Background: an optimization exercise with open tools, aiming at small area. Do not read the settings as production practice. Only simulation tests tie the RTL to the original design; equivalence was not proved.

### design/flow/run.sh
#!/bin/bash
# synth_recipe.tcl (not shown) runs the flow's synth.tcl, then flattens the netlist and writes it again
# the make line also repeats each setting of config.mk as NAME=value (left out here)
make -C /OpenROAD-flow-scripts/flow DESIGN_CONFIG=/design/flow/config.mk WORK_HOME=/design/flow/orfs CLKGATE_MAP_FILE= SYNTH_SCRIPT=/design/flow/synth_recipe.tcl finish
### design/flow/config.mk
export PLATFORM = sky130hd
export DESIGN_NAME = biu_top
export DESIGN_NICKNAME = biu_top
export VERILOG_FILES = /design/flow/design.v
export SDC_FILE = /design/flow/constraint.sdc
export NUM_CORES = 4
export LEC_CHECK = 0
export CAP_MARGIN = 20
export CORE_MARGIN = 2
export CORE_UTILIZATION = 35
export PLACE_DENSITY = 0.5
export SLEW_MARGIN = 20
### design/flow/constraint.sdc
create_clock -name core_clock -period 10.0 [get_ports {clk}]
set_input_delay 2.0000 -clock core_clock [delete_from_list [all_inputs] [get_ports {clk}]]
set_output_delay 2.0000 -clock core_clock [all_outputs]
set_load 0.01 [all_outputs]
### design/flow/design.v
module fifo_cmd0 #(
    parameter unsigned FIFO_DEPTH = 8,
    parameter unsigned INPUT_DATA_WIDTH = 32,
    parameter unsigned OUTPUT_DATA_WIDTH = 32
)
(
    input logic clk,
    input logic rst_n,
    input  logic id_cmd_valid,
    output logic id_cmd_ready,
    input  logic [INPUT_DATA_WIDTH-1:0] id_cmd_wdata,
    output logic fifo_cmd_valid,
    input  logic fifo_cmd_ready,
    output logic [OUTPUT_DATA_WIDTH-1:0] fifo_cmd_wdata
);
localparam int FIFO_DEPTH_LOG = $clog2(FIFO_DEPTH);
logic empty;
logic full;
logic [FIFO_DEPTH_LOG:0] write_ptr;
logic [FIFO_DEPTH_LOG:0] read_ptr;
logic [OUTPUT_DATA_WIDTH-1:0] fifo [0:FIFO_DEPTH-1];
assign empty = (write_ptr == read_ptr);
assign full  = (write_ptr[FIFO_DEPTH_LOG] != read_ptr[FIFO_DEPTH_LOG]) &&
               (write_ptr[FIFO_DEPTH_LOG-1:0] == read_ptr[FIFO_DEPTH_LOG-1:0]);
always_ff @(posedge clk or negedge rst_n) begin
    if (!rst_n) begin
        fifo_cmd_valid <= 0;
        fifo_cmd_wdata  <= 0;
        id_cmd_ready   <= 0;
        write_ptr      <= 0;
        read_ptr       <= 0;
    end else begin
        id_cmd_ready <= !full;
        if (id_cmd_valid && !full) begin
            fifo[write_ptr[FIFO_DEPTH_LOG-1:0]] <= id_cmd_wdata;
            write_ptr <= write_ptr + 1;
        end
        if (!empty && !fifo_cmd_ready) begin
            fifo_cmd_valid <= 1;
            fifo_cmd_wdata  <= fifo[read_ptr[FIFO_DEPTH_LOG-1:0]];
        end
        if (fifo_cmd_valid && fifo_cmd_ready) begin
            fifo_cmd_valid <= 0;
            read_ptr <= read_ptr + 1;
        end
    end
end
endmodule
module fifo_rsp0 #(
    parameter unsigned FIFO_DEPTH = 8,
    parameter unsigned INPUT_DATA_WIDTH = 128,
    parameter unsigned OUTPUT_DATA_WIDTH = 128
)
(
    input logic clk,
    input logic rst_n,
    output logic fifo_rsp_valid,
    input logic fifo_rsp_ready,
    output logic [INPUT_DATA_WIDTH-1:0] fifo_rsp_rdata,
    input logic biu_rsp_valid,
    output logic biu_rsp_ready,
    input logic [OUTPUT_DATA_WIDTH-1:0] biu_rsp_rdata
);
localparam int FIFO_DEPTH_LOG = $clog2(FIFO_DEPTH);
logic empty;
logic full;
logic [FIFO_DEPTH_LOG:0] write_ptr;
logic [FIFO_DEPTH_LOG:0] read_ptr;
logic [OUTPUT_DATA_WIDTH-1:0] fifo [0:FIFO_DEPTH-1];
assign empty = (write_ptr == read_ptr);
assign full = (write_ptr[FIFO_DEPTH_LOG] != read_ptr[FIFO_DEPTH_LOG]) &&
              (write_ptr[FIFO_DEPTH_LOG-1:0] == read_ptr[FIFO_DEPTH_LOG-1:0]);
always_ff @(posedge clk or negedge rst_n) begin
    if (!rst_n) begin
        fifo_rsp_valid <= 0;
        fifo_rsp_rdata <= 0;
        biu_rsp_ready <= 0;
        write_ptr <= 0;
        read_ptr <= 0;  
    end else begin      
        biu_rsp_ready  <= !full && biu_rsp_valid;
        if (biu_rsp_valid && biu_rsp_ready && !full) begin
            biu_rsp_ready <= 0;
            fifo[write_ptr[FIFO_DEPTH_LOG-1:0]] <= biu_rsp_rdata;
            write_ptr <= write_ptr + 1;
        end
        if (!empty && !fifo_rsp_ready) begin
            fifo_rsp_valid <= 1;
            fifo_rsp_rdata  <= fifo[read_ptr[FIFO_DEPTH_LOG-1:0]];
        end
        if (fifo_rsp_valid && fifo_rsp_ready) begin
            fifo_rsp_valid <= 0;
            read_ptr <= read_ptr + 1;
        end
    end
end
endmodule
module dwc_cmd0 #(
    parameter unsigned INPUT_DATA_WIDTH = 32,
    parameter unsigned OUTPUT_DATA_WIDTH = 128,
    parameter unsigned CMD_WORD_NUMBER  = OUTPUT_DATA_WIDTH / INPUT_DATA_WIDTH
) (
    input  logic clk,
    input  logic rst_n,
    input  logic fifo_cmd_valid,
    output logic fifo_cmd_ready,
    input  logic [INPUT_DATA_WIDTH-1:0] fifo_cmd_wdata,
    output logic dwc_cmd_valid,
    input  logic dwc_cmd_ready,
    output logic [OUTPUT_DATA_WIDTH-1:0] dwc_cmd_wdata,
    output logic [1:0] state
);
logic send_en;
localparam int WORD_COUNT_WIDTH = (CMD_WORD_NUMBER > 1) ? $clog2(CMD_WORD_NUMBER) : 1;
typedef enum logic [1:0] {
    PACK   = 2'b00,
    BYPASS = 2'b01,
    SEND   = 2'b10
} State;
State current_state, next_state;
logic [OUTPUT_DATA_WIDTH-1:0] data_buf;
logic [WORD_COUNT_WIDTH:0] word_count;
always_comb begin
    case (current_state)
        PACK: begin
            if (word_count == CMD_WORD_NUMBER) next_state = SEND;
            else next_state = PACK;
        end
        BYPASS: begin
            if (fifo_cmd_valid && fifo_cmd_ready) next_state = SEND;
            else next_state = BYPASS;
        end
        SEND: begin
            if (dwc_cmd_ready) next_state = (CMD_WORD_NUMBER == 1) ? BYPASS : PACK;
            else next_state = SEND;
        end
        default: next_state = PACK;
    endcase
end
always_ff @(posedge clk or negedge rst_n) begin
    if (!rst_n) current_state <= (CMD_WORD_NUMBER == 1) ? BYPASS : PACK;
    else current_state <= next_state;
end
always_ff @(posedge clk or negedge rst_n) begin
    if (!rst_n) begin
        fifo_cmd_ready <= 0;
        dwc_cmd_valid  <= 0;
        dwc_cmd_wdata  <= 0;
        data_buf       <= 0;
        word_count     <= 0;
        state          <= 0;
        send_en <= 0;
    end else begin
        fifo_cmd_ready <= 0;  
        dwc_cmd_valid  <= 0;
        state          <= current_state;
        case (current_state)
        PACK: begin
            if (fifo_cmd_valid) fifo_cmd_ready <= 1;
            if (fifo_cmd_valid && fifo_cmd_ready) begin
                data_buf[word_count * INPUT_DATA_WIDTH +: INPUT_DATA_WIDTH] <= fifo_cmd_wdata;
                word_count <= word_count + 1;
                send_en <= 1;
            end
        end
        BYPASS: begin
            if (fifo_cmd_valid) fifo_cmd_ready <= 1;
            if (fifo_cmd_valid && fifo_cmd_ready) begin
                data_buf <= fifo_cmd_wdata;
                send_en <= 1;
            end
        end
        SEND: begin
            if (send_en) begin
                dwc_cmd_valid <= 1;
                dwc_cmd_wdata <= data_buf;
                word_count <= 0;
            end
            if (dwc_cmd_ready) begin
                dwc_cmd_valid <= 0;
                send_en <= 0;
            end
        end
        endcase
    end
end
endmodule
module dwc_rsp0 #(
    parameter unsigned INPUT_DATA_WIDTH = 128,
    parameter unsigned OUTPUT_DATA_WIDTH = 32,
    parameter unsigned RSP_WORD_NUMBER = INPUT_DATA_WIDTH / OUTPUT_DATA_WIDTH
) (
    input logic clk,
    input logic rst_n,
    output logic id_rsp_valid,
    input logic id_rsp_ready,
    output logic [OUTPUT_DATA_WIDTH-1:0] id_rsp_rdata,
    input logic fifo_rsp_valid,
    output logic fifo_rsp_ready,
    input logic [INPUT_DATA_WIDTH-1:0] fifo_rsp_rdata,
    output logic [1:0] state
);
localparam int WORD_COUNT_WIDTH = (RSP_WORD_NUMBER > 1) ? $clog2(RSP_WORD_NUMBER) : 1;
logic [INPUT_DATA_WIDTH-1:0] data_buf;
logic [OUTPUT_DATA_WIDTH-1:0] unpack_data_buf;
logic [WORD_COUNT_WIDTH:0] word_count;
typedef enum logic [1:0] {
    LOAD,
    UNPACK,
    SEND
} State;
State current_state, next_state;
always_comb begin
    next_state = current_state;
    case (current_state)
    LOAD: begin
        if (fifo_rsp_valid && RSP_WORD_NUMBER != 1) begin
            next_state = UNPACK;
        end else if (fifo_rsp_valid && RSP_WORD_NUMBER == 1) begin
            next_state = SEND;
        end
    end
    UNPACK: begin
        next_state = SEND;
    end
    SEND: begin
        if (id_rsp_ready && RSP_WORD_NUMBER != 1 && word_count != RSP_WORD_NUMBER) begin
            next_state = UNPACK;
        end else if (id_rsp_ready && RSP_WORD_NUMBER != 1 && word_count == RSP_WORD_NUMBER) begin
            next_state = LOAD;
        end else if (id_rsp_ready && RSP_WORD_NUMBER == 1) begin
            next_state = LOAD;
        end else begin
            next_state = SEND;
        end
    end
    endcase
end
always_ff @(posedge clk or negedge rst_n) begin
    if (!rst_n) begin
        current_state <= LOAD;
    end else begin
        current_state <= next_state;
    end
end
always_ff @(posedge clk or negedge rst_n) begin
    if (!rst_n) begin
        fifo_rsp_ready <= 0;
        id_rsp_valid <= 0;
        id_rsp_rdata <= 0;
        data_buf <= 0;
        word_count <= 0;
        unpack_data_buf <= 0;
        state <= 0;
    end else begin
        fifo_rsp_ready <= 0;
        id_rsp_valid <= 0;
        case(current_state)
        LOAD: begin
            word_count <= 0;
            if (fifo_rsp_valid) begin
                fifo_rsp_ready <= 1;
                data_buf <= fifo_rsp_rdata;
            end
        end
        UNPACK: begin
            state <= UNPACK;
            unpack_data_buf <= data_buf[word_count * OUTPUT_DATA_WIDTH +: OUTPUT_DATA_WIDTH];
            word_count <= word_count + 1;
        end
        SEND: begin
            state <= SEND;
            id_rsp_valid <= 1;
            if (RSP_WORD_NUMBER != 1) id_rsp_rdata <= unpack_data_buf;
            else if (RSP_WORD_NUMBER == 1) id_rsp_rdata <= data_buf;
        end
        endcase
    end
end
endmodule
module inst_dec #(
    parameter unsigned INPUT_DATA_WIDTH = 32,
    parameter unsigned INPUT_INST_WIDTH = 32,
    parameter unsigned OUTPUT_DATA_WIDTH = 32,
    parameter unsigned OUTPUT_ADDR_WIDTH = 32,
    parameter unsigned CONFIG_ENTRY0 = 32,
    parameter unsigned FETCH_MEM_WORD0 = 6,
    parameter unsigned WRITE_MEM_WORD0 = 4,
    parameter unsigned CONFIG_ENTRY1 = 32,
    parameter unsigned FETCH_MEM_WORD1 = 6,
    parameter unsigned WRITE_MEM_WORD1 = 4,
    parameter unsigned CONFIG_ENTRY2 = 32,
    parameter unsigned FETCH_MEM_WORD2 = 6,
    parameter unsigned WRITE_MEM_WORD2 = 4,
    parameter unsigned CONFIG_ENTRY3 = 32,
    parameter unsigned FETCH_MEM_WORD3 = 6,
    parameter unsigned WRITE_MEM_WORD3 = 4
)
(
    input logic clk,
    input logic rst_n,
    output logic nice_active,
    input logic nice_req_valid,
    output logic nice_req_ready,
    input logic [INPUT_INST_WIDTH-1:0] nice_req_inst,
    input logic [INPUT_DATA_WIDTH-1:0] nice_req_rs1,
    input logic [INPUT_DATA_WIDTH-1:0] nice_req_rs2,
    output logic nice_rsp_valid,
    input logic nice_rsp_ready,
    output logic [OUTPUT_DATA_WIDTH-1:0] nice_rsp_rdat,
    output logic nice_rsp_err,
    output logic nice_icb_cmd_valid,
    input logic nice_icb_cmd_ready,
    output logic [OUTPUT_ADDR_WIDTH-1:0] nice_icb_cmd_addr,
    output logic nice_icb_cmd_read,
    output logic [OUTPUT_DATA_WIDTH-1:0] nice_icb_cmd_wdata,
    output logic [1:0] nice_icb_cmd_size,
    output logic nice_mem_holdup,
    input logic nice_icb_rsp_valid,
    output logic nice_icb_rsp_ready,
    input logic [INPUT_DATA_WIDTH-1:0] nice_icb_rsp_rdata,
    input logic nice_icb_rsp_err,
    output logic id_cmd_valid0,
    input logic id_cmd_ready0,
    output logic [OUTPUT_DATA_WIDTH-1:0] id_cmd_wdata0,
    input logic id_rsp_valid0,
    output logic id_rsp_ready0,
    input logic [INPUT_DATA_WIDTH-1:0] id_rsp_rdata0,
    output logic [CONFIG_ENTRY0*OUTPUT_DATA_WIDTH-1:0] config_reg0,
    output logic [2:0] state0,
    output logic id_cmd_valid1,
    input logic id_cmd_ready1,
    output logic [OUTPUT_DATA_WIDTH-1:0] id_cmd_wdata1,
    input logic id_rsp_valid1,
    output logic id_rsp_ready1,
    input logic [INPUT_DATA_WIDTH-1:0] id_rsp_rdata1,
    output logic [CONFIG_ENTRY1*OUTPUT_DATA_WIDTH-1:0] config_reg1,
    output logic [2:0] state1,
    output logic id_cmd_valid2,
    input logic id_cmd_ready2,
    output logic [OUTPUT_DATA_WIDTH-1:0] id_cmd_wdata2,
    input logic id_rsp_valid2,
    output logic id_rsp_ready2,
    input logic [INPUT_DATA_WIDTH-1:0] id_rsp_rdata2,
    output logic [CONFIG_ENTRY2*OUTPUT_DATA_WIDTH-1:0] config_reg2,
    output logic [2:0] state2,
    output logic id_cmd_valid3,
    input logic id_cmd_ready3,
    output logic [OUTPUT_DATA_WIDTH-1:0] id_cmd_wdata3,
    input logic id_rsp_valid3,
    output logic id_rsp_ready3,
    input logic [INPUT_DATA_WIDTH-1:0] id_rsp_rdata3,
    output logic [CONFIG_ENTRY3*OUTPUT_DATA_WIDTH-1:0] config_reg3,
    output logic [2:0] state3
);
logic [6:0] opcode;
logic [2:0] func3;
logic [6:0] func7;
assign opcode = nice_req_inst[6:0];
assign func3  = nice_req_inst[14:12];
assign func7  = nice_req_inst[31:25];
logic opcode_custom0;
logic opcode_custom1;
logic opcode_custom2;
logic opcode_custom3;
assign opcode_custom0 = (opcode == 7'b0001011);
assign opcode_custom1 = (opcode == 7'b0101011);
assign opcode_custom2 = (opcode == 7'b1011011);
assign opcode_custom3 = (opcode == 7'b1111011);
logic custom0_lbuf;
logic custom0_sbuf;
logic custom0_rs1;
logic custom0_rs2;
logic custom0_rd;
assign custom0_lbuf = opcode_custom0 & (func3 == 3'b010) & (func7 == 7'd1);
assign custom0_sbuf = opcode_custom0 & (func3 == 3'b010) & (func7 == 7'd2);
assign custom0_rs1  = opcode_custom0 & (func3 == 3'b010) & (func7 == 7'd3);
assign custom0_rs2  = opcode_custom0 & (func3 == 3'b001) & (func7 == 7'd4);
assign custom0_rd   = opcode_custom0 & (func3 == 3'b100) & (func7 == 7'd5);
logic custom1_lbuf;
logic custom1_sbuf;
logic custom1_rs1;
logic custom1_rs2;
logic custom1_rd;
assign custom1_lbuf = opcode_custom1 & (func3 == 3'b010) & (func7 == 7'd1);
assign custom1_sbuf = opcode_custom1 & (func3 == 3'b010) & (func7 == 7'd2);
assign custom1_rs1  = opcode_custom1 & (func3 == 3'b010) & (func7 == 7'd3);
assign custom1_rs2  = opcode_custom1 & (func3 == 3'b001) & (func7 == 7'd4);
assign custom1_rd   = opcode_custom1 & (func3 == 3'b100) & (func7 == 7'd5);
logic custom2_lbuf;
logic custom2_sbuf;
logic custom2_rs1;
logic custom2_rs2;
logic custom2_rd;
assign custom2_lbuf = opcode_custom2 & (func3 == 3'b010) & (func7 == 7'd1);
assign custom2_sbuf = opcode_custom2 & (func3 == 3'b010) & (func7 == 7'd2);
assign custom2_rs1  = opcode_custom2 & (func3 == 3'b010) & (func7 == 7'd3);
assign custom2_rs2  = opcode_custom2 & (func3 == 3'b001) & (func7 == 7'd4);
assign custom2_rd   = opcode_custom2 & (func3 == 3'b100) & (func7 == 7'd5);
logic custom3_lbuf;
logic custom3_sbuf;
logic custom3_rs1;
logic custom3_rs2;
logic custom3_rd;
assign custom3_lbuf = opcode_custom3 & (func3 == 3'b010) & (func7 == 7'd1);
assign custom3_sbuf = opcode_custom3 & (func3 == 3'b010) & (func7 == 7'd2);
assign custom3_rs1  = opcode_custom3 & (func3 == 3'b010) & (func7 == 7'd3);
assign custom3_rs2  = opcode_custom3 & (func3 == 3'b001) & (func7 == 7'd4);
assign custom3_rd   = opcode_custom3 & (func3 == 3'b100) & (func7 == 7'd5);
logic custom0_config;
always_comb begin
    custom0_config = 1'b0;
    if (opcode_custom0 && func3 == 3'b010 && func7 >= 7'd6 && func7 < 7'd6 + CONFIG_ENTRY0)
        custom0_config = 1'b1;
end
logic custom1_config;
always_comb begin
    custom1_config = 1'b0;
    if (opcode_custom1 && func3 == 3'b010 && func7 >= 7'd6 && func7 < 7'd6 + CONFIG_ENTRY1)
        custom1_config = 1'b1;
end
logic custom2_config;
always_comb begin
    custom2_config = 1'b0;
    if (opcode_custom2 && func3 == 3'b010 && func7 >= 7'd6 && func7 < 7'd6 + CONFIG_ENTRY2)
        custom2_config = 1'b1;
end
logic custom3_config;
always_comb begin
    custom3_config = 1'b0;
    if (opcode_custom3 && func3 == 3'b010 && func7 >= 7'd6 && func7 < 7'd6 + CONFIG_ENTRY3)
        custom3_config = 1'b1;
end
typedef enum logic [4:0] {
    IDLE,
    CONFIG_REG0,
    LOAD_CMD0,
    LBUF0,
    SBUF0,
    FIFO_WRITE0,
    DWC_READ0,
    CONFIG_REG1,
    LOAD_CMD1,
    LBUF1,
    SBUF1,
    FIFO_WRITE1,
    DWC_READ1,
    CONFIG_REG2,
    LOAD_CMD2,
    LBUF2,
    SBUF2,
    FIFO_WRITE2,
    DWC_READ2,
    CONFIG_REG3,
    LOAD_CMD3,
    LBUF3,
    SBUF3,
    FIFO_WRITE3,
    DWC_READ3 
} State;
State current_state, next_state;
logic [INPUT_DATA_WIDTH-1:0] addr_data_lbuf;
logic [6:0] func7_reg;
logic [OUTPUT_DATA_WIDTH-1:0] lbuf, sbuf;
logic send_en;
logic addr_add_done;
logic addr_add_en;
logic [$clog2(FETCH_MEM_WORD0):0] load_word_count0;
logic [$clog2(FETCH_MEM_WORD1):0] load_word_count1;
logic [$clog2(FETCH_MEM_WORD2):0] load_word_count2;
logic [$clog2(FETCH_MEM_WORD3):0] load_word_count3;
logic [$clog2(WRITE_MEM_WORD0):0] store_word_count0;
logic [$clog2(WRITE_MEM_WORD1):0] store_word_count1;
logic [$clog2(WRITE_MEM_WORD2):0] store_word_count2;
logic [$clog2(WRITE_MEM_WORD3):0] store_word_count3;
assign nice_icb_cmd_size = 2'b10;
assign nice_active = (current_state == IDLE) ? nice_req_valid : 1'b1;
assign nice_rsp_err = ((nice_req_valid && !(custom0_lbuf || custom0_sbuf || custom0_config)) &&
                      (nice_req_valid && !(custom1_lbuf || custom1_sbuf || custom1_config)) &&
                      (nice_req_valid && !(custom2_lbuf || custom2_sbuf || custom2_config)) &&
                      (nice_req_valid && !(custom3_lbuf || custom3_sbuf || custom3_config))) ||
                       nice_icb_rsp_err;
always_comb begin
    next_state = current_state;
    case (current_state)
        IDLE: begin
            if (nice_req_valid && custom0_sbuf) next_state = DWC_READ0;
            else if (nice_req_valid && custom1_sbuf) next_state = DWC_READ1;
            else if (nice_req_valid && custom2_sbuf) next_state = DWC_READ2;
            else if (nice_req_valid && custom3_sbuf) next_state = DWC_READ3;
            if (nice_req_valid && nice_req_ready) begin
                if (custom0_config) next_state = CONFIG_REG0;
                else if (custom1_config) next_state = CONFIG_REG1;
                else if (custom2_config) next_state = CONFIG_REG2;
                else if (custom3_config) next_state = CONFIG_REG3;
                else if (custom0_lbuf) next_state = LBUF0;
                else if (custom1_lbuf) next_state = LBUF1;
                else if (custom2_lbuf) next_state = LBUF2;
                else if (custom3_lbuf) next_state = LBUF3;
            end
        end
        CONFIG_REG0: if (nice_rsp_valid) next_state = IDLE;
        LOAD_CMD0: if (nice_icb_cmd_valid && nice_icb_cmd_ready) next_state = LBUF0;
        LBUF0: if (nice_icb_rsp_valid && nice_icb_rsp_ready) next_state = FIFO_WRITE0;
        SBUF0: if (nice_icb_cmd_valid && nice_icb_cmd_ready && store_word_count0 == WRITE_MEM_WORD0-1) next_state = IDLE;
              else if (nice_icb_cmd_valid && nice_icb_cmd_ready) next_state = DWC_READ0;
        FIFO_WRITE0: if (id_cmd_valid0 && id_cmd_ready0 && load_word_count0 == FETCH_MEM_WORD0 - 1) next_state = IDLE;
                    else if (id_cmd_valid0 && id_cmd_ready0) next_state = LOAD_CMD0;
        DWC_READ0: if (id_rsp_valid0 && id_rsp_ready0) next_state = SBUF0;
        CONFIG_REG1: if (nice_rsp_valid) next_state = IDLE;
        LOAD_CMD1: if (nice_icb_cmd_valid && nice_icb_cmd_ready) next_state = LBUF1;
        LBUF1: if (nice_icb_rsp_valid && nice_icb_rsp_ready) next_state = FIFO_WRITE1;
        SBUF1: if (nice_icb_cmd_valid && nice_icb_cmd_ready && store_word_count1 == WRITE_MEM_WORD1-1) next_state = IDLE;
              else if (nice_icb_cmd_valid && nice_icb_cmd_ready) next_state = DWC_READ1;
        FIFO_WRITE1: if (id_cmd_valid1 && id_cmd_ready1 && load_word_count1 == FETCH_MEM_WORD1 - 1) next_state = IDLE;
                    else if (id_cmd_valid1 && id_cmd_ready1) next_state = LOAD_CMD1;
        DWC_READ1: if (id_rsp_valid1 && id_rsp_ready1) next_state = SBUF1;
        CONFIG_REG2: if (nice_rsp_valid) next_state = IDLE;
        LOAD_CMD2: if (nice_icb_cmd_valid && nice_icb_cmd_ready) next_state = LBUF2;
        LBUF2: if (nice_icb_rsp_valid && nice_icb_rsp_ready) next_state = FIFO_WRITE2;
        SBUF2: if (nice_icb_cmd_valid && nice_icb_cmd_ready && store_word_count2 == WRITE_MEM_WORD2-1) next_state = IDLE;
              else if (nice_icb_cmd_valid && nice_icb_cmd_ready) next_state = DWC_READ2;
        FIFO_WRITE2: if (id_cmd_valid2 && id_cmd_ready2 && load_word_count2 == FETCH_MEM_WORD2 - 1) next_state = IDLE;
                    else if (id_cmd_valid2 && id_cmd_ready2) next_state = LOAD_CMD2;
        DWC_READ2: if (id_rsp_valid2 && id_rsp_ready2) next_state = SBUF2;
        CONFIG_REG3: if (nice_rsp_valid) next_state = IDLE;
        LOAD_CMD3: if (nice_icb_cmd_valid && nice_icb_cmd_ready) next_state = LBUF3;
        LBUF3: if (nice_icb_rsp_valid && nice_icb_rsp_ready) next_state = FIFO_WRITE3;
        SBUF3: if (nice_icb_cmd_valid && nice_icb_cmd_ready && store_word_count3 == WRITE_MEM_WORD3-1) next_state = IDLE;
              else if (nice_icb_cmd_valid && nice_icb_cmd_ready) next_state = DWC_READ3;
        FIFO_WRITE3: if (id_cmd_valid3 && id_cmd_ready3 && load_word_count3 == FETCH_MEM_WORD3 - 1) next_state = IDLE;
                    else if (id_cmd_valid3 && id_cmd_ready3) next_state = LOAD_CMD3;
        DWC_READ3: if (id_rsp_valid3 && id_rsp_ready3) next_state = SBUF3;
        default: next_state = IDLE;
    endcase
end
always_ff @(posedge clk or negedge rst_n) begin
    if (!rst_n) begin
        current_state <= IDLE;
    end else begin
        current_state <= next_state;
    end
end
always_ff @(posedge clk or negedge rst_n) begin
    if (!rst_n) begin
        nice_req_ready <= 0;
        nice_rsp_valid <= 0;
        nice_rsp_rdat <= 0;
        nice_icb_cmd_valid <= 0;
        nice_icb_cmd_addr <= 0;
        nice_icb_cmd_wdata <= 0;
        nice_icb_cmd_read <= 0;
        nice_icb_rsp_ready <= 0;
        id_cmd_valid0 <= 0;
        id_cmd_wdata0 <= 0;
        id_rsp_ready0 <= 0;
        state0 <= 0;
        config_reg0 <= '0;
        load_word_count0 <= 0;
        store_word_count0 <= 0;
        id_cmd_valid1 <= 0;
        id_cmd_wdata1 <= 0;
        id_rsp_ready1 <= 0;
        state1 <= 0;
        config_reg1 <= '0;
        load_word_count1 <= 0;
        store_word_count1 <= 0;
        id_cmd_valid2 <= 0;
        id_cmd_wdata2 <= 0;
        id_rsp_ready2 <= 0;
        state2 <= 0;
        config_reg2 <= '0;
        load_word_count2 <= 0;
        store_word_count2 <= 0;
        id_cmd_valid3 <= 0;
        id_cmd_wdata3 <= 0;
        id_rsp_ready3 <= 0;
        state3 <= 0;
        config_reg3 <= '0;
        load_word_count3 <= 0;
        store_word_count3 <= 0;
        nice_mem_holdup <= 0;
        addr_data_lbuf <= 0;
        func7_reg <= 0;
        lbuf <= 0;
        sbuf <= 0;
        send_en <= 0;
        addr_add_done <= 0;
        addr_add_en <= 0;
    end else begin
        nice_req_ready <= 0;
        nice_rsp_valid <= 0;
        nice_icb_cmd_valid <= 0;
        nice_icb_rsp_ready <= 0;
        nice_mem_holdup <= 1;
        id_cmd_valid0 <= 0;
        id_rsp_ready0 <= 0;
        state0 <= current_state;
        id_cmd_valid1 <= 0;
        id_rsp_ready1 <= 0;
        state1 <= current_state;
        id_cmd_valid2 <= 0;
        id_rsp_ready2 <= 0;
        state2 <= current_state;
        id_cmd_valid3 <= 0;
        id_rsp_ready3 <= 0;
        state3 <= current_state;
        case (current_state)
            IDLE: begin
                nice_mem_holdup <= 0;
                load_word_count0 <= 0;
                load_word_count1 <= 0;
                load_word_count2 <= 0;
                load_word_count3 <= 0;
                store_word_count0 <= 0;
                store_word_count1 <= 0;
                store_word_count2 <= 0;
                store_word_count3 <= 0;
                if (nice_req_valid && !nice_rsp_err) begin
                    addr_data_lbuf <= nice_req_rs1;
                    func7_reg <= func7;
                    if (custom0_lbuf) begin
                        nice_req_ready <= 1;
                        nice_icb_cmd_valid <= 1;
                        nice_icb_cmd_addr <= nice_req_rs1;
                        nice_icb_cmd_read <= 1;
                        send_en <= 1;
                    end else if (custom0_config) begin
                        nice_req_ready <= 1;
                    end
                    if (custom1_lbuf) begin
                        nice_req_ready <= 1;
                        nice_icb_cmd_valid <= 1;
                        nice_icb_cmd_addr <= nice_req_rs1;
                        nice_icb_cmd_read <= 1;
                        send_en <= 1;
                    end else if (custom1_config) begin
                        nice_req_ready <= 1;
                    end
                    if (custom2_lbuf) begin
                        nice_req_ready <= 1;
                        nice_icb_cmd_valid <= 1;
                        nice_icb_cmd_addr <= nice_req_rs1;
                        nice_icb_cmd_read <= 1;
                        send_en <= 1;
                    end else if (custom2_config) begin
                        nice_req_ready <= 1;
                    end
                    if (custom3_lbuf) begin
                        nice_req_ready <= 1;
                        nice_icb_cmd_valid <= 1;
                        nice_icb_cmd_addr <= nice_req_rs1;
                        nice_icb_cmd_read <= 1;
                        send_en <= 1;
                    end else if (custom3_config) begin
                        nice_req_ready <= 1;
                    end
                end
            end
            CONFIG_REG0: begin
                for (int i = 0; i < CONFIG_ENTRY0; i++)
                    if (func7_reg == 7'(6 + i)) config_reg0[i*OUTPUT_DATA_WIDTH +: OUTPUT_DATA_WIDTH] <= addr_data_lbuf;
                nice_rsp_valid <= 1;
            end
            LOAD_CMD0: begin
                if (addr_add_en) begin
                    nice_icb_cmd_addr <= nice_icb_cmd_addr + 4;
                    nice_icb_cmd_read <= 1;
                    addr_add_done <= 1;
                    addr_add_en <= 0;
                end
                if (addr_add_done) begin
                    nice_icb_cmd_valid <= 1;  
                end
                if (nice_icb_cmd_valid && nice_icb_cmd_ready) begin
                    nice_icb_cmd_valid <= 0;
                    addr_add_done <= 0;
                end
            end
            LBUF0: begin
                if (nice_icb_rsp_valid) begin
                    nice_icb_rsp_ready <= 1;
                    lbuf <= nice_icb_rsp_rdata;
                    send_en <= 1;
                end
            end
            FIFO_WRITE0: begin
                if (send_en) begin
                    id_cmd_valid0 <= 1;
                    id_cmd_wdata0 <= lbuf;
                    send_en <= 0;
                end
                if (id_cmd_valid0 && id_cmd_ready0) begin
                    if (load_word_count0 != FETCH_MEM_WORD0-1) begin
                        addr_add_en <= 1;
                        load_word_count0 <= load_word_count0 + 1; 
                    end else begin
                        nice_rsp_valid <= 1;
                    end
                end
            end
            DWC_READ0: begin
                nice_icb_cmd_valid <= 0; 
                if (id_rsp_valid0) begin
                    id_rsp_ready0 <= 1;
                    sbuf <= id_rsp_rdata0;
                    send_en <= 1;
                end
            end
            SBUF0: begin
                if (nice_req_valid && send_en) begin
                    nice_req_ready <= 1;
                end else begin
                    nice_req_ready <= 0;
                end
                if (send_en) begin
                    nice_icb_cmd_valid <= 1;
                    nice_icb_cmd_addr <= addr_data_lbuf;
                    nice_icb_cmd_read <= 0;
                    nice_icb_cmd_wdata <= sbuf;
                    nice_icb_rsp_ready <= 1;                 
                end
                if (nice_icb_cmd_valid && nice_icb_cmd_ready) begin
                    nice_icb_cmd_valid <= 0;   
                    send_en <= 0;
                    if (store_word_count0 != WRITE_MEM_WORD0-1) begin
                        addr_data_lbuf <= addr_data_lbuf + 4;
                        store_word_count0 <= store_word_count0 + 1;
                    end else nice_rsp_valid <= 1;
                end
            end
            CONFIG_REG1: begin
                for (int i = 0; i < CONFIG_ENTRY1; i++)
                    if (func7_reg == 7'(6 + i)) config_reg1[i*OUTPUT_DATA_WIDTH +: OUTPUT_DATA_WIDTH] <= addr_data_lbuf;
                nice_rsp_valid <= 1;
            end
            LOAD_CMD1: begin
                if (addr_add_en) begin
                    nice_icb_cmd_addr <= nice_icb_cmd_addr + 4;
                    nice_icb_cmd_read <= 1;
                    addr_add_done <= 1;
                    addr_add_en <= 0;
                end
                if (addr_add_done) begin
                    nice_icb_cmd_valid <= 1;  
                end
                if (nice_icb_cmd_valid && nice_icb_cmd_ready) begin
                    nice_icb_cmd_valid <= 0;
                    addr_add_done <= 0;
                end
            end
            LBUF1: begin
                if (nice_icb_rsp_valid) begin
                    nice_icb_rsp_ready <= 1;
                    lbuf <= nice_icb_rsp_rdata;
                    send_en <= 1;
                end
            end
            FIFO_WRITE1: begin
                if (send_en) begin
                    id_cmd_valid1 <= 1;
                    id_cmd_wdata1 <= lbuf;
                    send_en <= 0;
                end
                if (id_cmd_valid1 && id_cmd_ready1) begin
                    if (load_word_count1 != FETCH_MEM_WORD1-1) begin
                        addr_add_en <= 1;
                        load_word_count1 <= load_word_count1 + 1; 
                    end else begin
                        nice_rsp_valid <= 1;
                    end
                end
            end
            DWC_READ1: begin
                nice_icb_cmd_valid <= 0; 
                if (id_rsp_valid1) begin
                    id_rsp_ready1 <= 1;
                    sbuf <= id_rsp_rdata1;
                    send_en <= 1;
                end
            end
            SBUF1: begin
                if (nice_req_valid && send_en) begin
                    nice_req_ready <= 1;
                end else begin
                    nice_req_ready <= 0;
                end
                if (send_en) begin
                    nice_icb_cmd_valid <= 1;
                    nice_icb_cmd_addr <= addr_data_lbuf;
                    nice_icb_cmd_read <= 0;
                    nice_icb_cmd_wdata <= sbuf;
                    nice_icb_rsp_ready <= 1;                 
                end
                if (nice_icb_cmd_valid && nice_icb_cmd_ready) begin
                    nice_icb_cmd_valid <= 0;   
                    send_en <= 0;
                    if (store_word_count1 != WRITE_MEM_WORD1-1) begin
                        addr_data_lbuf <= addr_data_lbuf + 4;
                        store_word_count1 <= store_word_count1 + 1;
                    end else nice_rsp_valid <= 1;
                end
            end
            CONFIG_REG2: begin
                for (int i = 0; i < CONFIG_ENTRY2; i++)
                    if (func7_reg == 7'(6 + i)) config_reg2[i*OUTPUT_DATA_WIDTH +: OUTPUT_DATA_WIDTH] <= addr_data_lbuf;
                nice_rsp_valid <= 1;
            end
            LOAD_CMD2: begin
                if (addr_add_en) begin
                    nice_icb_cmd_addr <= nice_icb_cmd_addr + 4;
                    nice_icb_cmd_read <= 1;
                    addr_add_done <= 1;
                    addr_add_en <= 0;
                end
                if (addr_add_done) begin
                    nice_icb_cmd_valid <= 1;  
                end
                if (nice_icb_cmd_valid && nice_icb_cmd_ready) begin
                    nice_icb_cmd_valid <= 0;
                    addr_add_done <= 0;
                end
            end
            LBUF2: begin
                if (nice_icb_rsp_valid) begin
                    nice_icb_rsp_ready <= 1;
                    lbuf <= nice_icb_rsp_rdata;
                    send_en <= 1;
                end
            end
            FIFO_WRITE2: begin
                if (send_en) begin
                    id_cmd_valid2 <= 1;
                    id_cmd_wdata2 <= lbuf;
                    send_en <= 0;
                end
                if (id_cmd_valid2 && id_cmd_ready2) begin
                    if (load_word_count2 != FETCH_MEM_WORD2-1) begin
                        addr_add_en <= 1;
                        load_word_count2 <= load_word_count2 + 1; 
                    end else begin
                        nice_rsp_valid <= 1;
                    end
                end
            end
            DWC_READ2: begin
                nice_icb_cmd_valid <= 0; 
                if (id_rsp_valid2) begin
                    id_rsp_ready2 <= 1;
                    sbuf <= id_rsp_rdata2;
                    send_en <= 1;
                end
            end
            SBUF2: begin
                if (nice_req_valid && send_en) begin
                    nice_req_ready <= 1;
                end else begin
                    nice_req_ready <= 0;
                end
                if (send_en) begin
                    nice_icb_cmd_valid <= 1;
                    nice_icb_cmd_addr <= addr_data_lbuf;
                    nice_icb_cmd_read <= 0;
                    nice_icb_cmd_wdata <= sbuf;
                    nice_icb_rsp_ready <= 1;                 
                end
                if (nice_icb_cmd_valid && nice_icb_cmd_ready) begin
                    nice_icb_cmd_valid <= 0;   
                    send_en <= 0;
                    if (store_word_count2 != WRITE_MEM_WORD2-1) begin
                        addr_data_lbuf <= addr_data_lbuf + 4;
                        store_word_count2 <= store_word_count2 + 1;
                    end else nice_rsp_valid <= 1;
                end
            end
            CONFIG_REG3: begin
                for (int i = 0; i < CONFIG_ENTRY3; i++)
                    if (func7_reg == 7'(6 + i)) config_reg3[i*OUTPUT_DATA_WIDTH +: OUTPUT_DATA_WIDTH] <= addr_data_lbuf;
                nice_rsp_valid <= 1;
            end
            LOAD_CMD3: begin
                if (addr_add_en) begin
                    nice_icb_cmd_addr <= nice_icb_cmd_addr + 4;
                    nice_icb_cmd_read <= 1;
                    addr_add_done <= 1;
                    addr_add_en <= 0;
                end
                if (addr_add_done) begin
                    nice_icb_cmd_valid <= 1;  
                end
                if (nice_icb_cmd_valid && nice_icb_cmd_ready) begin
                    nice_icb_cmd_valid <= 0;
                    addr_add_done <= 0;
                end
            end
            LBUF3: begin
                if (nice_icb_rsp_valid) begin
                    nice_icb_rsp_ready <= 1;
                    lbuf <= nice_icb_rsp_rdata;
                    send_en <= 1;
                end
            end
            FIFO_WRITE3: begin
                if (send_en) begin
                    id_cmd_valid3 <= 1;
                    id_cmd_wdata3 <= lbuf;
                    send_en <= 0;
                end
                if (id_cmd_valid3 && id_cmd_ready3) begin
                    if (load_word_count3 != FETCH_MEM_WORD3-1) begin
                        addr_add_en <= 1;
                        load_word_count3 <= load_word_count3 + 1; 
                    end else begin
                        nice_rsp_valid <= 1;
                    end
                end
            end
            DWC_READ3: begin
                nice_icb_cmd_valid <= 0; 
                if (id_rsp_valid3) begin
                    id_rsp_ready3 <= 1;
                    sbuf <= id_rsp_rdata3;
                    send_en <= 1;
                end
            end
            SBUF3: begin
                if (nice_req_valid && send_en) begin
                    nice_req_ready <= 1;
                end else begin
                    nice_req_ready <= 0;
                end
                if (send_en) begin
                    nice_icb_cmd_valid <= 1;
                    nice_icb_cmd_addr <= addr_data_lbuf;
                    nice_icb_cmd_read <= 0;
                    nice_icb_cmd_wdata <= sbuf;
                    nice_icb_rsp_ready <= 1;                 
                end
                if (nice_icb_cmd_valid && nice_icb_cmd_ready) begin
                    nice_icb_cmd_valid <= 0;   
                    send_en <= 0;
                    if (store_word_count3 != WRITE_MEM_WORD3-1) begin
                        addr_data_lbuf <= addr_data_lbuf + 4;
                        store_word_count3 <= store_word_count3 + 1;
                    end else nice_rsp_valid <= 1;
                end
            end
        endcase
    end
end
endmodule
module biu_top #(
    parameter int CONFIG_ENTRY = 8,
    parameter int FETCH_MEM_WORD = 6,
    parameter int WRITE_MEM_WORD = 4
) (
    input  logic clk,
    input  logic rst_n,
    output logic nice_active,
    input  logic        nice_req_valid,
    output logic        nice_req_ready,
    input  logic [31:0] nice_req_inst,
    input  logic [31:0] nice_req_rs1,
    input  logic [31:0] nice_req_rs2,
    output logic        nice_rsp_valid,
    input  logic        nice_rsp_ready,
    output logic [31:0] nice_rsp_rdat,
    output logic        nice_rsp_err,
    output logic        nice_icb_cmd_valid,
    input  logic        nice_icb_cmd_ready,
    output logic [31:0] nice_icb_cmd_addr,
    output logic        nice_icb_cmd_read,
    output logic [31:0] nice_icb_cmd_wdata,
    output logic [1:0]  nice_icb_cmd_size,
    output logic        nice_mem_holdup,
    input  logic        nice_icb_rsp_valid,
    output logic        nice_icb_rsp_ready,
    input  logic [31:0] nice_icb_rsp_rdata,
    input  logic        nice_icb_rsp_err,
    output logic         dwc_cmd_valid0,
    input  logic         dwc_cmd_ready0,
    output logic [127:0] dwc_cmd_wdata0,
    input  logic         biu_rsp_valid0,
    output logic         biu_rsp_ready0,
    input  logic [127:0] biu_rsp_rdata0,
    output logic [CONFIG_ENTRY*32-1:0] config_reg0,
    output logic         dwc_cmd_valid1,
    input  logic         dwc_cmd_ready1,
    output logic [127:0] dwc_cmd_wdata1,
    input  logic         biu_rsp_valid1,
    output logic         biu_rsp_ready1,
    input  logic [127:0] biu_rsp_rdata1,
    output logic [CONFIG_ENTRY*32-1:0] config_reg1,
    output logic         dwc_cmd_valid2,
    input  logic         dwc_cmd_ready2,
    output logic [127:0] dwc_cmd_wdata2,
    input  logic         biu_rsp_valid2,
    output logic         biu_rsp_ready2,
    input  logic [127:0] biu_rsp_rdata2,
    output logic [CONFIG_ENTRY*32-1:0] config_reg2,
    output logic         dwc_cmd_valid3,
    input  logic         dwc_cmd_ready3,
    output logic [127:0] dwc_cmd_wdata3,
    input  logic         biu_rsp_valid3,
    output logic         biu_rsp_ready3,
    input  logic [127:0] biu_rsp_rdata3,
    output logic [CONFIG_ENTRY*32-1:0] config_reg3
);
logic        id_cmd_valid0, id_cmd_ready0;
logic [31:0] id_cmd_wdata0;
logic        id_rsp_valid0, id_rsp_ready0;
logic [31:0] id_rsp_rdata0;
logic        fifo_cmd_valid0, fifo_cmd_ready0;
logic [31:0] fifo_cmd_wdata0;
logic        fifo_rsp_valid0, fifo_rsp_ready0;
logic [127:0] fifo_rsp_rdata0;
logic [2:0]  id_state0;
logic [1:0]  dwc_cmd_state0, dwc_rsp_state0;
logic        id_cmd_valid1, id_cmd_ready1;
logic [31:0] id_cmd_wdata1;
logic        id_rsp_valid1, id_rsp_ready1;
logic [31:0] id_rsp_rdata1;
logic        fifo_cmd_valid1, fifo_cmd_ready1;
logic [31:0] fifo_cmd_wdata1;
logic        fifo_rsp_valid1, fifo_rsp_ready1;
logic [127:0] fifo_rsp_rdata1;
logic [2:0]  id_state1;
logic [1:0]  dwc_cmd_state1, dwc_rsp_state1;
logic        id_cmd_valid2, id_cmd_ready2;
logic [31:0] id_cmd_wdata2;
logic        id_rsp_valid2, id_rsp_ready2;
logic [31:0] id_rsp_rdata2;
logic        fifo_cmd_valid2, fifo_cmd_ready2;
logic [31:0] fifo_cmd_wdata2;
logic        fifo_rsp_valid2, fifo_rsp_ready2;
logic [127:0] fifo_rsp_rdata2;
logic [2:0]  id_state2;
logic [1:0]  dwc_cmd_state2, dwc_rsp_state2;
logic        id_cmd_valid3, id_cmd_ready3;
logic [31:0] id_cmd_wdata3;
logic        id_rsp_valid3, id_rsp_ready3;
logic [31:0] id_rsp_rdata3;
logic        fifo_cmd_valid3, fifo_cmd_ready3;
logic [31:0] fifo_cmd_wdata3;
logic        fifo_rsp_valid3, fifo_rsp_ready3;
logic [127:0] fifo_rsp_rdata3;
logic [2:0]  id_state3;
logic [1:0]  dwc_cmd_state3, dwc_rsp_state3;
inst_dec #(
    .CONFIG_ENTRY0(CONFIG_ENTRY), .FETCH_MEM_WORD0(FETCH_MEM_WORD), .WRITE_MEM_WORD0(WRITE_MEM_WORD),
    .CONFIG_ENTRY1(CONFIG_ENTRY), .FETCH_MEM_WORD1(FETCH_MEM_WORD), .WRITE_MEM_WORD1(WRITE_MEM_WORD),
    .CONFIG_ENTRY2(CONFIG_ENTRY), .FETCH_MEM_WORD2(FETCH_MEM_WORD), .WRITE_MEM_WORD2(WRITE_MEM_WORD),
    .CONFIG_ENTRY3(CONFIG_ENTRY), .FETCH_MEM_WORD3(FETCH_MEM_WORD), .WRITE_MEM_WORD3(WRITE_MEM_WORD)
) u_inst_dec (
    .clk(clk), .rst_n(rst_n), .nice_active(nice_active),
    .nice_req_valid(nice_req_valid), .nice_req_ready(nice_req_ready), .nice_req_inst(nice_req_inst),
    .nice_req_rs1(nice_req_rs1), .nice_req_rs2(nice_req_rs2),
    .nice_rsp_valid(nice_rsp_valid), .nice_rsp_ready(nice_rsp_ready), .nice_rsp_rdat(nice_rsp_rdat),
    .nice_rsp_err(nice_rsp_err),
    .nice_icb_cmd_valid(nice_icb_cmd_valid), .nice_icb_cmd_ready(nice_icb_cmd_ready),
    .nice_icb_cmd_addr(nice_icb_cmd_addr), .nice_icb_cmd_read(nice_icb_cmd_read),
    .nice_icb_cmd_wdata(nice_icb_cmd_wdata), .nice_icb_cmd_size(nice_icb_cmd_size),
    .nice_mem_holdup(nice_mem_holdup),
    .nice_icb_rsp_valid(nice_icb_rsp_valid), .nice_icb_rsp_ready(nice_icb_rsp_ready),
    .nice_icb_rsp_rdata(nice_icb_rsp_rdata), .nice_icb_rsp_err(nice_icb_rsp_err),
    .id_cmd_valid0(id_cmd_valid0), .id_cmd_ready0(id_cmd_ready0), .id_cmd_wdata0(id_cmd_wdata0),
    .id_rsp_valid0(id_rsp_valid0), .id_rsp_ready0(id_rsp_ready0), .id_rsp_rdata0(id_rsp_rdata0),
    .config_reg0(config_reg0), .state0(id_state0),
    .id_cmd_valid1(id_cmd_valid1), .id_cmd_ready1(id_cmd_ready1), .id_cmd_wdata1(id_cmd_wdata1),
    .id_rsp_valid1(id_rsp_valid1), .id_rsp_ready1(id_rsp_ready1), .id_rsp_rdata1(id_rsp_rdata1),
    .config_reg1(config_reg1), .state1(id_state1),
    .id_cmd_valid2(id_cmd_valid2), .id_cmd_ready2(id_cmd_ready2), .id_cmd_wdata2(id_cmd_wdata2),
    .id_rsp_valid2(id_rsp_valid2), .id_rsp_ready2(id_rsp_ready2), .id_rsp_rdata2(id_rsp_rdata2),
    .config_reg2(config_reg2), .state2(id_state2),
    .id_cmd_valid3(id_cmd_valid3), .id_cmd_ready3(id_cmd_ready3), .id_cmd_wdata3(id_cmd_wdata3),
    .id_rsp_valid3(id_rsp_valid3), .id_rsp_ready3(id_rsp_ready3), .id_rsp_rdata3(id_rsp_rdata3),
    .config_reg3(config_reg3), .state3(id_state3)
);
fifo_cmd0 #(.FIFO_DEPTH(8), .INPUT_DATA_WIDTH(32), .OUTPUT_DATA_WIDTH(32)) u_fifo_cmd0 (
    .clk(clk), .rst_n(rst_n),
    .id_cmd_valid(id_cmd_valid0), .id_cmd_ready(id_cmd_ready0), .id_cmd_wdata(id_cmd_wdata0),
    .fifo_cmd_valid(fifo_cmd_valid0), .fifo_cmd_ready(fifo_cmd_ready0), .fifo_cmd_wdata(fifo_cmd_wdata0)
);
dwc_cmd0 #(.INPUT_DATA_WIDTH(32), .OUTPUT_DATA_WIDTH(128)) u_dwc_cmd0 (
    .clk(clk), .rst_n(rst_n),
    .fifo_cmd_valid(fifo_cmd_valid0), .fifo_cmd_ready(fifo_cmd_ready0), .fifo_cmd_wdata(fifo_cmd_wdata0),
    .dwc_cmd_valid(dwc_cmd_valid0), .dwc_cmd_ready(dwc_cmd_ready0), .dwc_cmd_wdata(dwc_cmd_wdata0),
    .state(dwc_cmd_state0)
);
fifo_rsp0 #(.FIFO_DEPTH(8), .INPUT_DATA_WIDTH(128), .OUTPUT_DATA_WIDTH(128)) u_fifo_rsp0 (
    .clk(clk), .rst_n(rst_n),
    .fifo_rsp_valid(fifo_rsp_valid0), .fifo_rsp_ready(fifo_rsp_ready0), .fifo_rsp_rdata(fifo_rsp_rdata0),
    .biu_rsp_valid(biu_rsp_valid0), .biu_rsp_ready(biu_rsp_ready0), .biu_rsp_rdata(biu_rsp_rdata0)
);
dwc_rsp0 #(.INPUT_DATA_WIDTH(128), .OUTPUT_DATA_WIDTH(32)) u_dwc_rsp0 (
    .clk(clk), .rst_n(rst_n),
    .id_rsp_valid(id_rsp_valid0), .id_rsp_ready(id_rsp_ready0), .id_rsp_rdata(id_rsp_rdata0),
    .fifo_rsp_valid(fifo_rsp_valid0), .fifo_rsp_ready(fifo_rsp_ready0), .fifo_rsp_rdata(fifo_rsp_rdata0),
    .state(dwc_rsp_state0)
);
fifo_cmd0 #(.FIFO_DEPTH(8), .INPUT_DATA_WIDTH(32), .OUTPUT_DATA_WIDTH(32)) u_fifo_cmd1 (
    .clk(clk), .rst_n(rst_n),
    .id_cmd_valid(id_cmd_valid1), .id_cmd_ready(id_cmd_ready1), .id_cmd_wdata(id_cmd_wdata1),
    .fifo_cmd_valid(fifo_cmd_valid1), .fifo_cmd_ready(fifo_cmd_ready1), .fifo_cmd_wdata(fifo_cmd_wdata1)
);
dwc_cmd0 #(.INPUT_DATA_WIDTH(32), .OUTPUT_DATA_WIDTH(128)) u_dwc_cmd1 (
    .clk(clk), .rst_n(rst_n),
    .fifo_cmd_valid(fifo_cmd_valid1), .fifo_cmd_ready(fifo_cmd_ready1), .fifo_cmd_wdata(fifo_cmd_wdata1),
    .dwc_cmd_valid(dwc_cmd_valid1), .dwc_cmd_ready(dwc_cmd_ready1), .dwc_cmd_wdata(dwc_cmd_wdata1),
    .state(dwc_cmd_state1)
);
fifo_rsp0 #(.FIFO_DEPTH(8), .INPUT_DATA_WIDTH(128), .OUTPUT_DATA_WIDTH(128)) u_fifo_rsp1 (
    .clk(clk), .rst_n(rst_n),
    .fifo_rsp_valid(fifo_rsp_valid1), .fifo_rsp_ready(fifo_rsp_ready1), .fifo_rsp_rdata(fifo_rsp_rdata1),
    .biu_rsp_valid(biu_rsp_valid1), .biu_rsp_ready(biu_rsp_ready1), .biu_rsp_rdata(biu_rsp_rdata1)
);
dwc_rsp0 #(.INPUT_DATA_WIDTH(128), .OUTPUT_DATA_WIDTH(32)) u_dwc_rsp1 (
    .clk(clk), .rst_n(rst_n),
    .id_rsp_valid(id_rsp_valid1), .id_rsp_ready(id_rsp_ready1), .id_rsp_rdata(id_rsp_rdata1),
    .fifo_rsp_valid(fifo_rsp_valid1), .fifo_rsp_ready(fifo_rsp_ready1), .fifo_rsp_rdata(fifo_rsp_rdata1),
    .state(dwc_rsp_state1)
);
fifo_cmd0 #(.FIFO_DEPTH(8), .INPUT_DATA_WIDTH(32), .OUTPUT_DATA_WIDTH(32)) u_fifo_cmd2 (
    .clk(clk), .rst_n(rst_n),
    .id_cmd_valid(id_cmd_valid2), .id_cmd_ready(id_cmd_ready2), .id_cmd_wdata(id_cmd_wdata2),
    .fifo_cmd_valid(fifo_cmd_valid2), .fifo_cmd_ready(fifo_cmd_ready2), .fifo_cmd_wdata(fifo_cmd_wdata2)
);
dwc_cmd0 #(.INPUT_DATA_WIDTH(32), .OUTPUT_DATA_WIDTH(128)) u_dwc_cmd2 (
    .clk(clk), .rst_n(rst_n),
    .fifo_cmd_valid(fifo_cmd_valid2), .fifo_cmd_ready(fifo_cmd_ready2), .fifo_cmd_wdata(fifo_cmd_wdata2),
    .dwc_cmd_valid(dwc_cmd_valid2), .dwc_cmd_ready(dwc_cmd_ready2), .dwc_cmd_wdata(dwc_cmd_wdata2),
    .state(dwc_cmd_state2)
);
fifo_rsp0 #(.FIFO_DEPTH(8), .INPUT_DATA_WIDTH(128), .OUTPUT_DATA_WIDTH(128)) u_fifo_rsp2 (
    .clk(clk), .rst_n(rst_n),
    .fifo_rsp_valid(fifo_rsp_valid2), .fifo_rsp_ready(fifo_rsp_ready2), .fifo_rsp_rdata(fifo_rsp_rdata2),
    .biu_rsp_valid(biu_rsp_valid2), .biu_rsp_ready(biu_rsp_ready2), .biu_rsp_rdata(biu_rsp_rdata2)
);
dwc_rsp0 #(.INPUT_DATA_WIDTH(128), .OUTPUT_DATA_WIDTH(32)) u_dwc_rsp2 (
    .clk(clk), .rst_n(rst_n),
    .id_rsp_valid(id_rsp_valid2), .id_rsp_ready(id_rsp_ready2), .id_rsp_rdata(id_rsp_rdata2),
    .fifo_rsp_valid(fifo_rsp_valid2), .fifo_rsp_ready(fifo_rsp_ready2), .fifo_rsp_rdata(fifo_rsp_rdata2),
    .state(dwc_rsp_state2)
);
fifo_cmd0 #(.FIFO_DEPTH(8), .INPUT_DATA_WIDTH(32), .OUTPUT_DATA_WIDTH(32)) u_fifo_cmd3 (
    .clk(clk), .rst_n(rst_n),
    .id_cmd_valid(id_cmd_valid3), .id_cmd_ready(id_cmd_ready3), .id_cmd_wdata(id_cmd_wdata3),
    .fifo_cmd_valid(fifo_cmd_valid3), .fifo_cmd_ready(fifo_cmd_ready3), .fifo_cmd_wdata(fifo_cmd_wdata3)
);
dwc_cmd0 #(.INPUT_DATA_WIDTH(32), .OUTPUT_DATA_WIDTH(128)) u_dwc_cmd3 (
    .clk(clk), .rst_n(rst_n),
    .fifo_cmd_valid(fifo_cmd_valid3), .fifo_cmd_ready(fifo_cmd_ready3), .fifo_cmd_wdata(fifo_cmd_wdata3),
    .dwc_cmd_valid(dwc_cmd_valid3), .dwc_cmd_ready(dwc_cmd_ready3), .dwc_cmd_wdata(dwc_cmd_wdata3),
    .state(dwc_cmd_state3)
);
fifo_rsp0 #(.FIFO_DEPTH(8), .INPUT_DATA_WIDTH(128), .OUTPUT_DATA_WIDTH(128)) u_fifo_rsp3 (
    .clk(clk), .rst_n(rst_n),
    .fifo_rsp_valid(fifo_rsp_valid3), .fifo_rsp_ready(fifo_rsp_ready3), .fifo_rsp_rdata(fifo_rsp_rdata3),
    .biu_rsp_valid(biu_rsp_valid3), .biu_rsp_ready(biu_rsp_ready3), .biu_rsp_rdata(biu_rsp_rdata3)
);
dwc_rsp0 #(.INPUT_DATA_WIDTH(128), .OUTPUT_DATA_WIDTH(32)) u_dwc_rsp3 (
    .clk(clk), .rst_n(rst_n),
    .id_rsp_valid(id_rsp_valid3), .id_rsp_ready(id_rsp_ready3), .id_rsp_rdata(id_rsp_rdata3),
    .fifo_rsp_valid(fifo_rsp_valid3), .fifo_rsp_ready(fifo_rsp_ready3), .fifo_rsp_rdata(fifo_rsp_rdata3),
    .state(dwc_rsp_state3)
);
endmodule
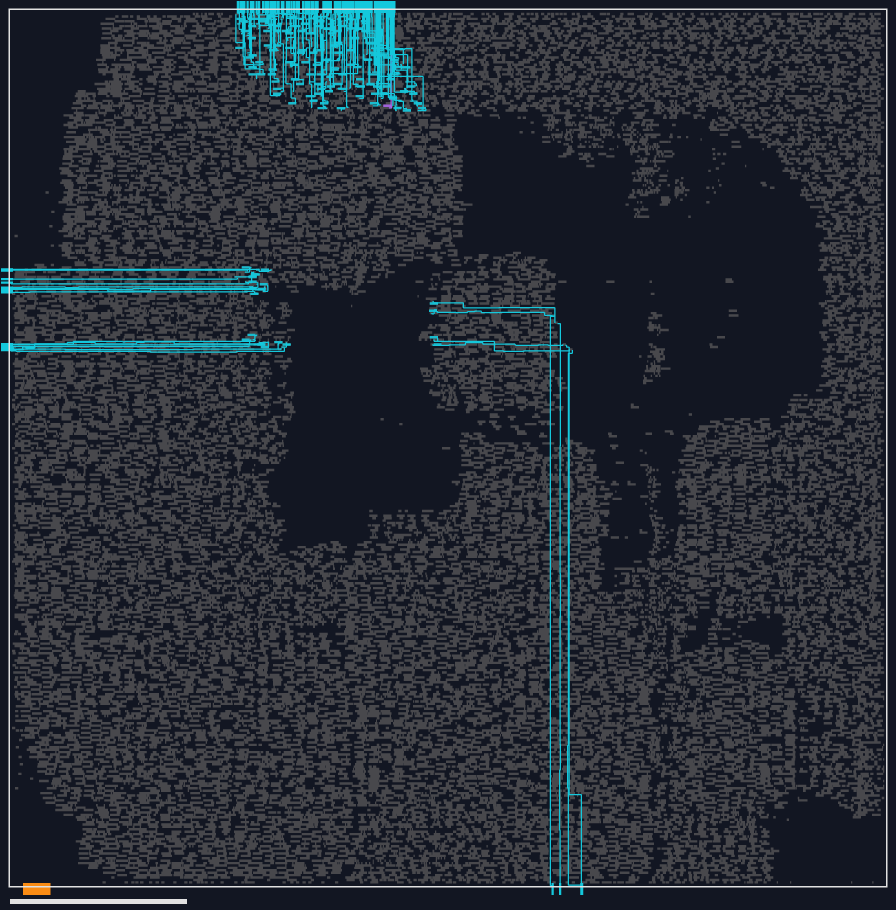
*I/O nets highlighted*
Bar = 200 um.
| colour | port | bits | direction | end cells | buffers |
|---|---|---|---|---|---|
| orange | nice_req_rs2 | 32 | input | 0 | 0 |
| purple | dwc_cmd_valid1 | 1 | output | 1 | 1 |
| cyan | dwc_cmd_wdata1 | 128 | output | 128 | 128 |
IO buf count: 2222
Top Ports: 2305

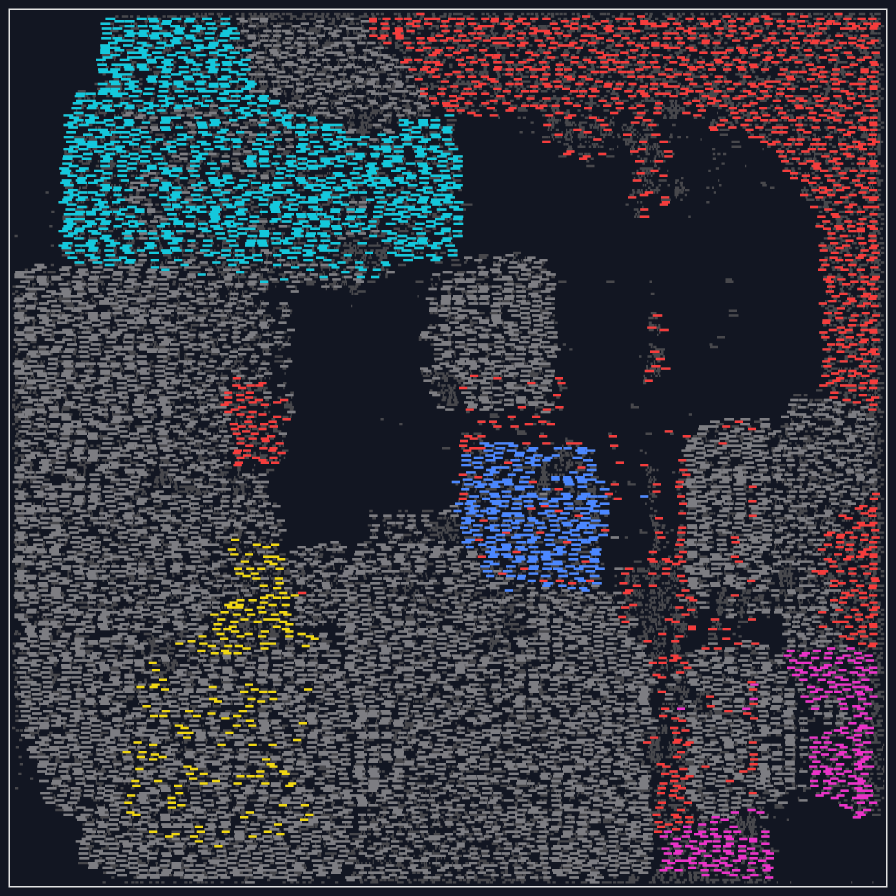
*Sequential cells coloured by instance or generate block*
| colour | scope | flops |
|---|---|---|
| yellow | u_dwc_rsp1 | 199 |
| magenta | u_dwc_cmd3 | 264 |
| red | u_inst_dec | 1369 |
| blue | u_fifo_cmd2 | 298 |
| cyan | u_fifo_rsp0 | 1162 |
not coloured: 5769

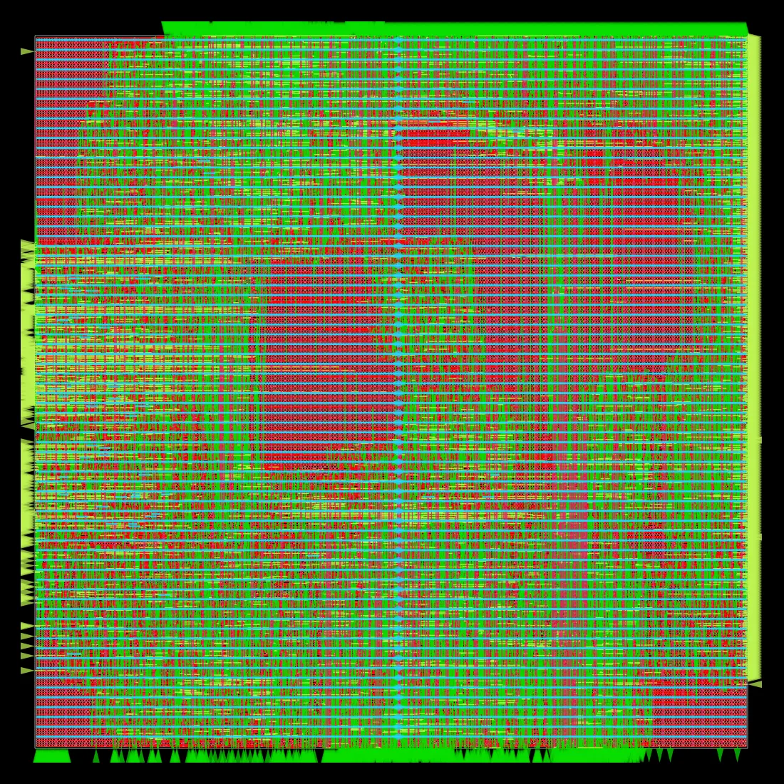
*Top view of the die*
DIE HEIGHT: 987.9 um
Core Util, Final: 42.30%

==> flow_summary.json <==
{
  "outcome": "timing/DRC/antenna clean",
  "vias": 200226,
  "hold_ws_ns": 0.3849,
  "r2r_start": "u_fifo_rsp0.read_ptr[2]",
  "finalPower_mw": 112.4,
  "cts_buffers": 958,
  "netSwitchingPower_mw": 38.09,
  "yosys-top-cells-area": "edfxtp_1 45%, dfrtp_1 29%, mux2_2 8.8%, nand2_1 2.1%, a222oi_1 2.0%",
  "p_leak_nw": 154.7,
  "dpl_cell_area_um2": 376300,
  "area_delta_synth_final_pct": 20.57,
  "hp-start": "u_dwc_cmd0.data_buf[11]",
  "grt_use_met1_pct": 31.02,
  "place_ws_ns": 3.356,
  "maxPowerGroup": "sequential cells",
  "r2r_cells": 8,
  "clock_sinks": 9061,
  "cts.htree.levels": 6,
  "path_max_fanout": 8,
  "postCtsResizedCells": 0,
  "synthXorXnorAreaFrac_pct": 0.2068,
  "drive_gt1_share_pct": 20.16,
  "grt_pass1_wl_um": 1654000,
  "power_frac_clock_pct": 31.9,
  "grt-busiest-layer": "met2",
  "ys_seq_area_share_pct": 74.49,
  "cap_violations": 0,
  "multiInputGateArea_um2": 80220,
  "swShare_pct": 33.88,
  "setup_tns_ns": 0,
  "cpMaxStageDelayCell": "a31oi_1",
  "wirelength_um": 1208000,
  "intPower_mw": 74.33,
  "slew_headroom_pct": 17.36,
  "yosysWarnings": 7,
  "finalClockSkew_ns": 0.1562,
  "rows": 361,
  "async_flop_share_pct": 43.49,
  "synth_top_area_share_pct": 45.38,
  "synth_cells": 21236,
  "highest_layer": "met5",
  "fillers": 87658,
  "place_hpwl_um": 792500,
  "first_pass_iters": 10,
  "tap_cells": 12886,
  "grt_usage_pct": 23.98,
  "synth_flop_cell": "edfxtp_1",
  "dr_wl_met2_um": 586700,
  "fin_area_um2": 408500,
  "clk_latency_ns": 1.15,
  "drv_slew": 0,
  "grt_antenna_before_repair": 396,
  "viasPerCell": 5.366,
  "synth_cell_types": 87,
  "nFlopsAndLatches": 9061,
  "diodes": 179,
  "rsz0062_at_grt": "false",
  "holdPathEnd": "u_dwc_cmd0.dwc_cmd_wdata[11]",
  "stdcell_count": 37312
}
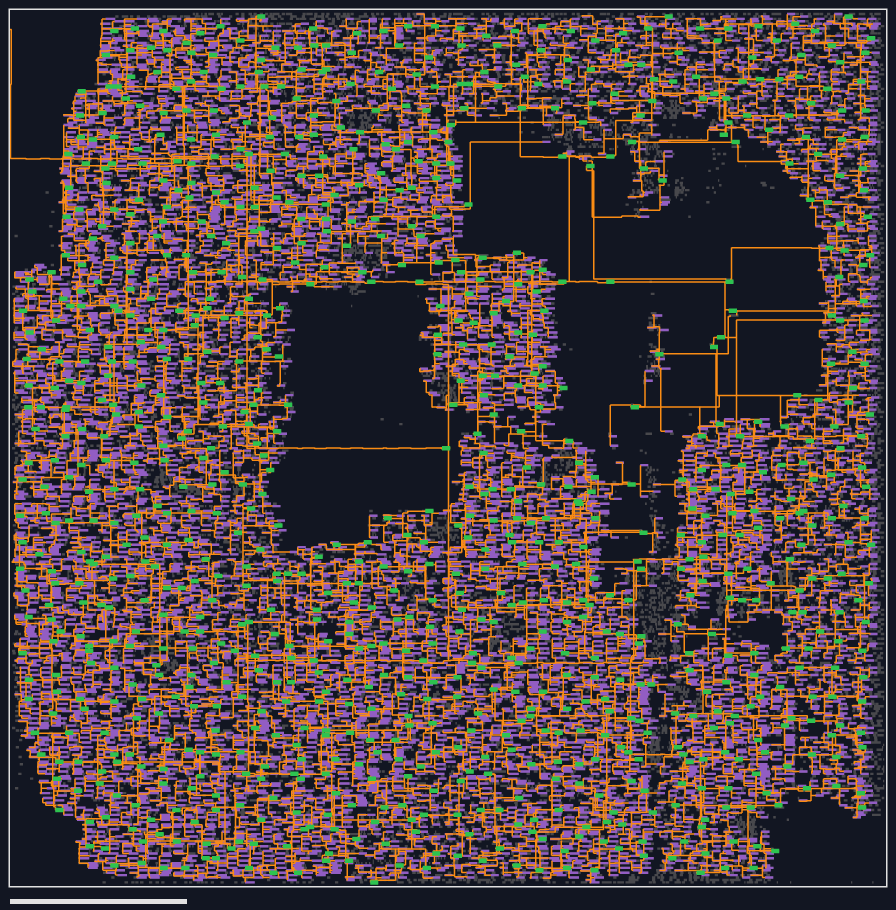
*Clock wires, drivers and flops*
Bar = 200 um.
[green] clock-net drivers | count: 958
[purple] flip-flops | count: 9061
[orange] clock wires | length: 115 mm
flops lie: all over the die
routed clock nets: 959

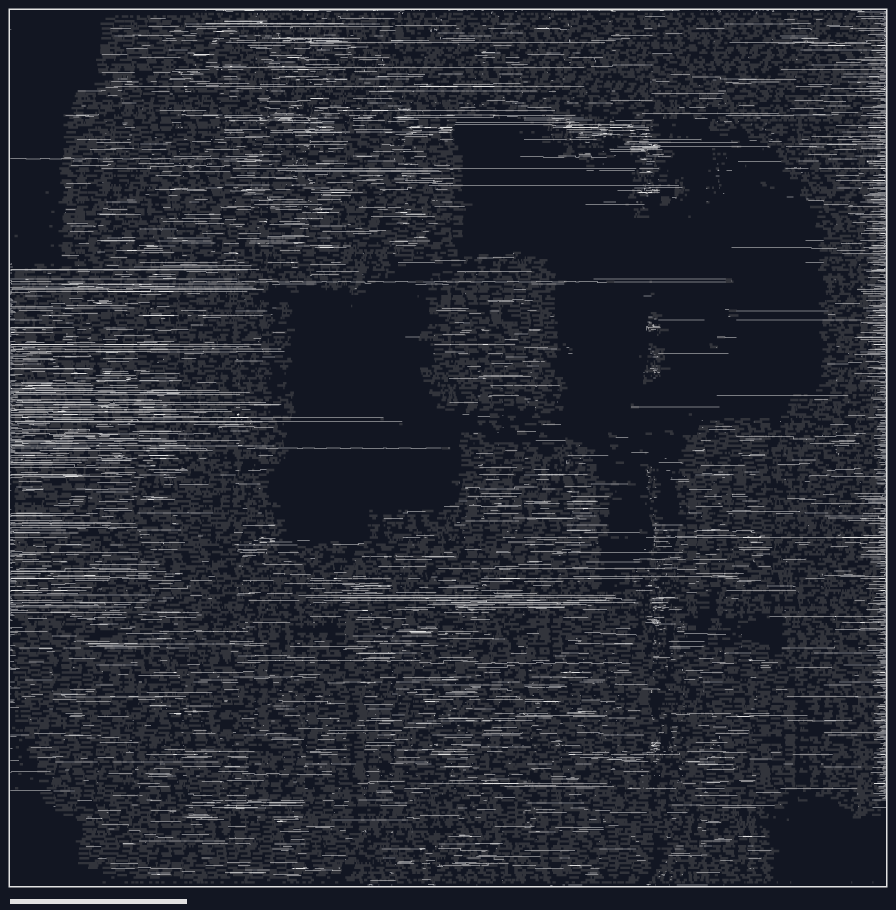
*Signal wires on met3*
Bar = 200 um. Cells faint in the background.
main direction: horizontal
wire length on this layer: 81.7 mm
nets with wire on the layer: 2408
share of all routed wire: 6.8%
longest straight run: 455 um

## separate check: timing with driven ports
No port has a modelled driver above. Below, the same layout with a new extraction and two added sets of constraints. Step 1 (the two cells are an assumption about what drives the block):
set clk [get_ports {clk}]
set_driving_cell -lib_cell sky130_fd_sc_hd__clkbuf_16 $clk
set_driving_cell -lib_cell sky130_fd_sc_hd__buf_2 [delete_from_list [all_inputs] $clk]
Step 2 also shifts input and output timing later by t, the mid clock arrival at the registers, as if the neighbouring blocks saw the same clock. Slacks: no drivers / after step 1 / after step 2; pairs: no drivers / after step 1.
t, ns: 1.226
setup WS [ns]: 3.332 / 3.225 / 3.225
slew at the worst register clock pin (ns): 0.07 / 0.07
After both steps this run still meets setup and hold. For this run, drivers alone change the setup slack by -0.107 ns; drivers and shift together by -0.107 ns.
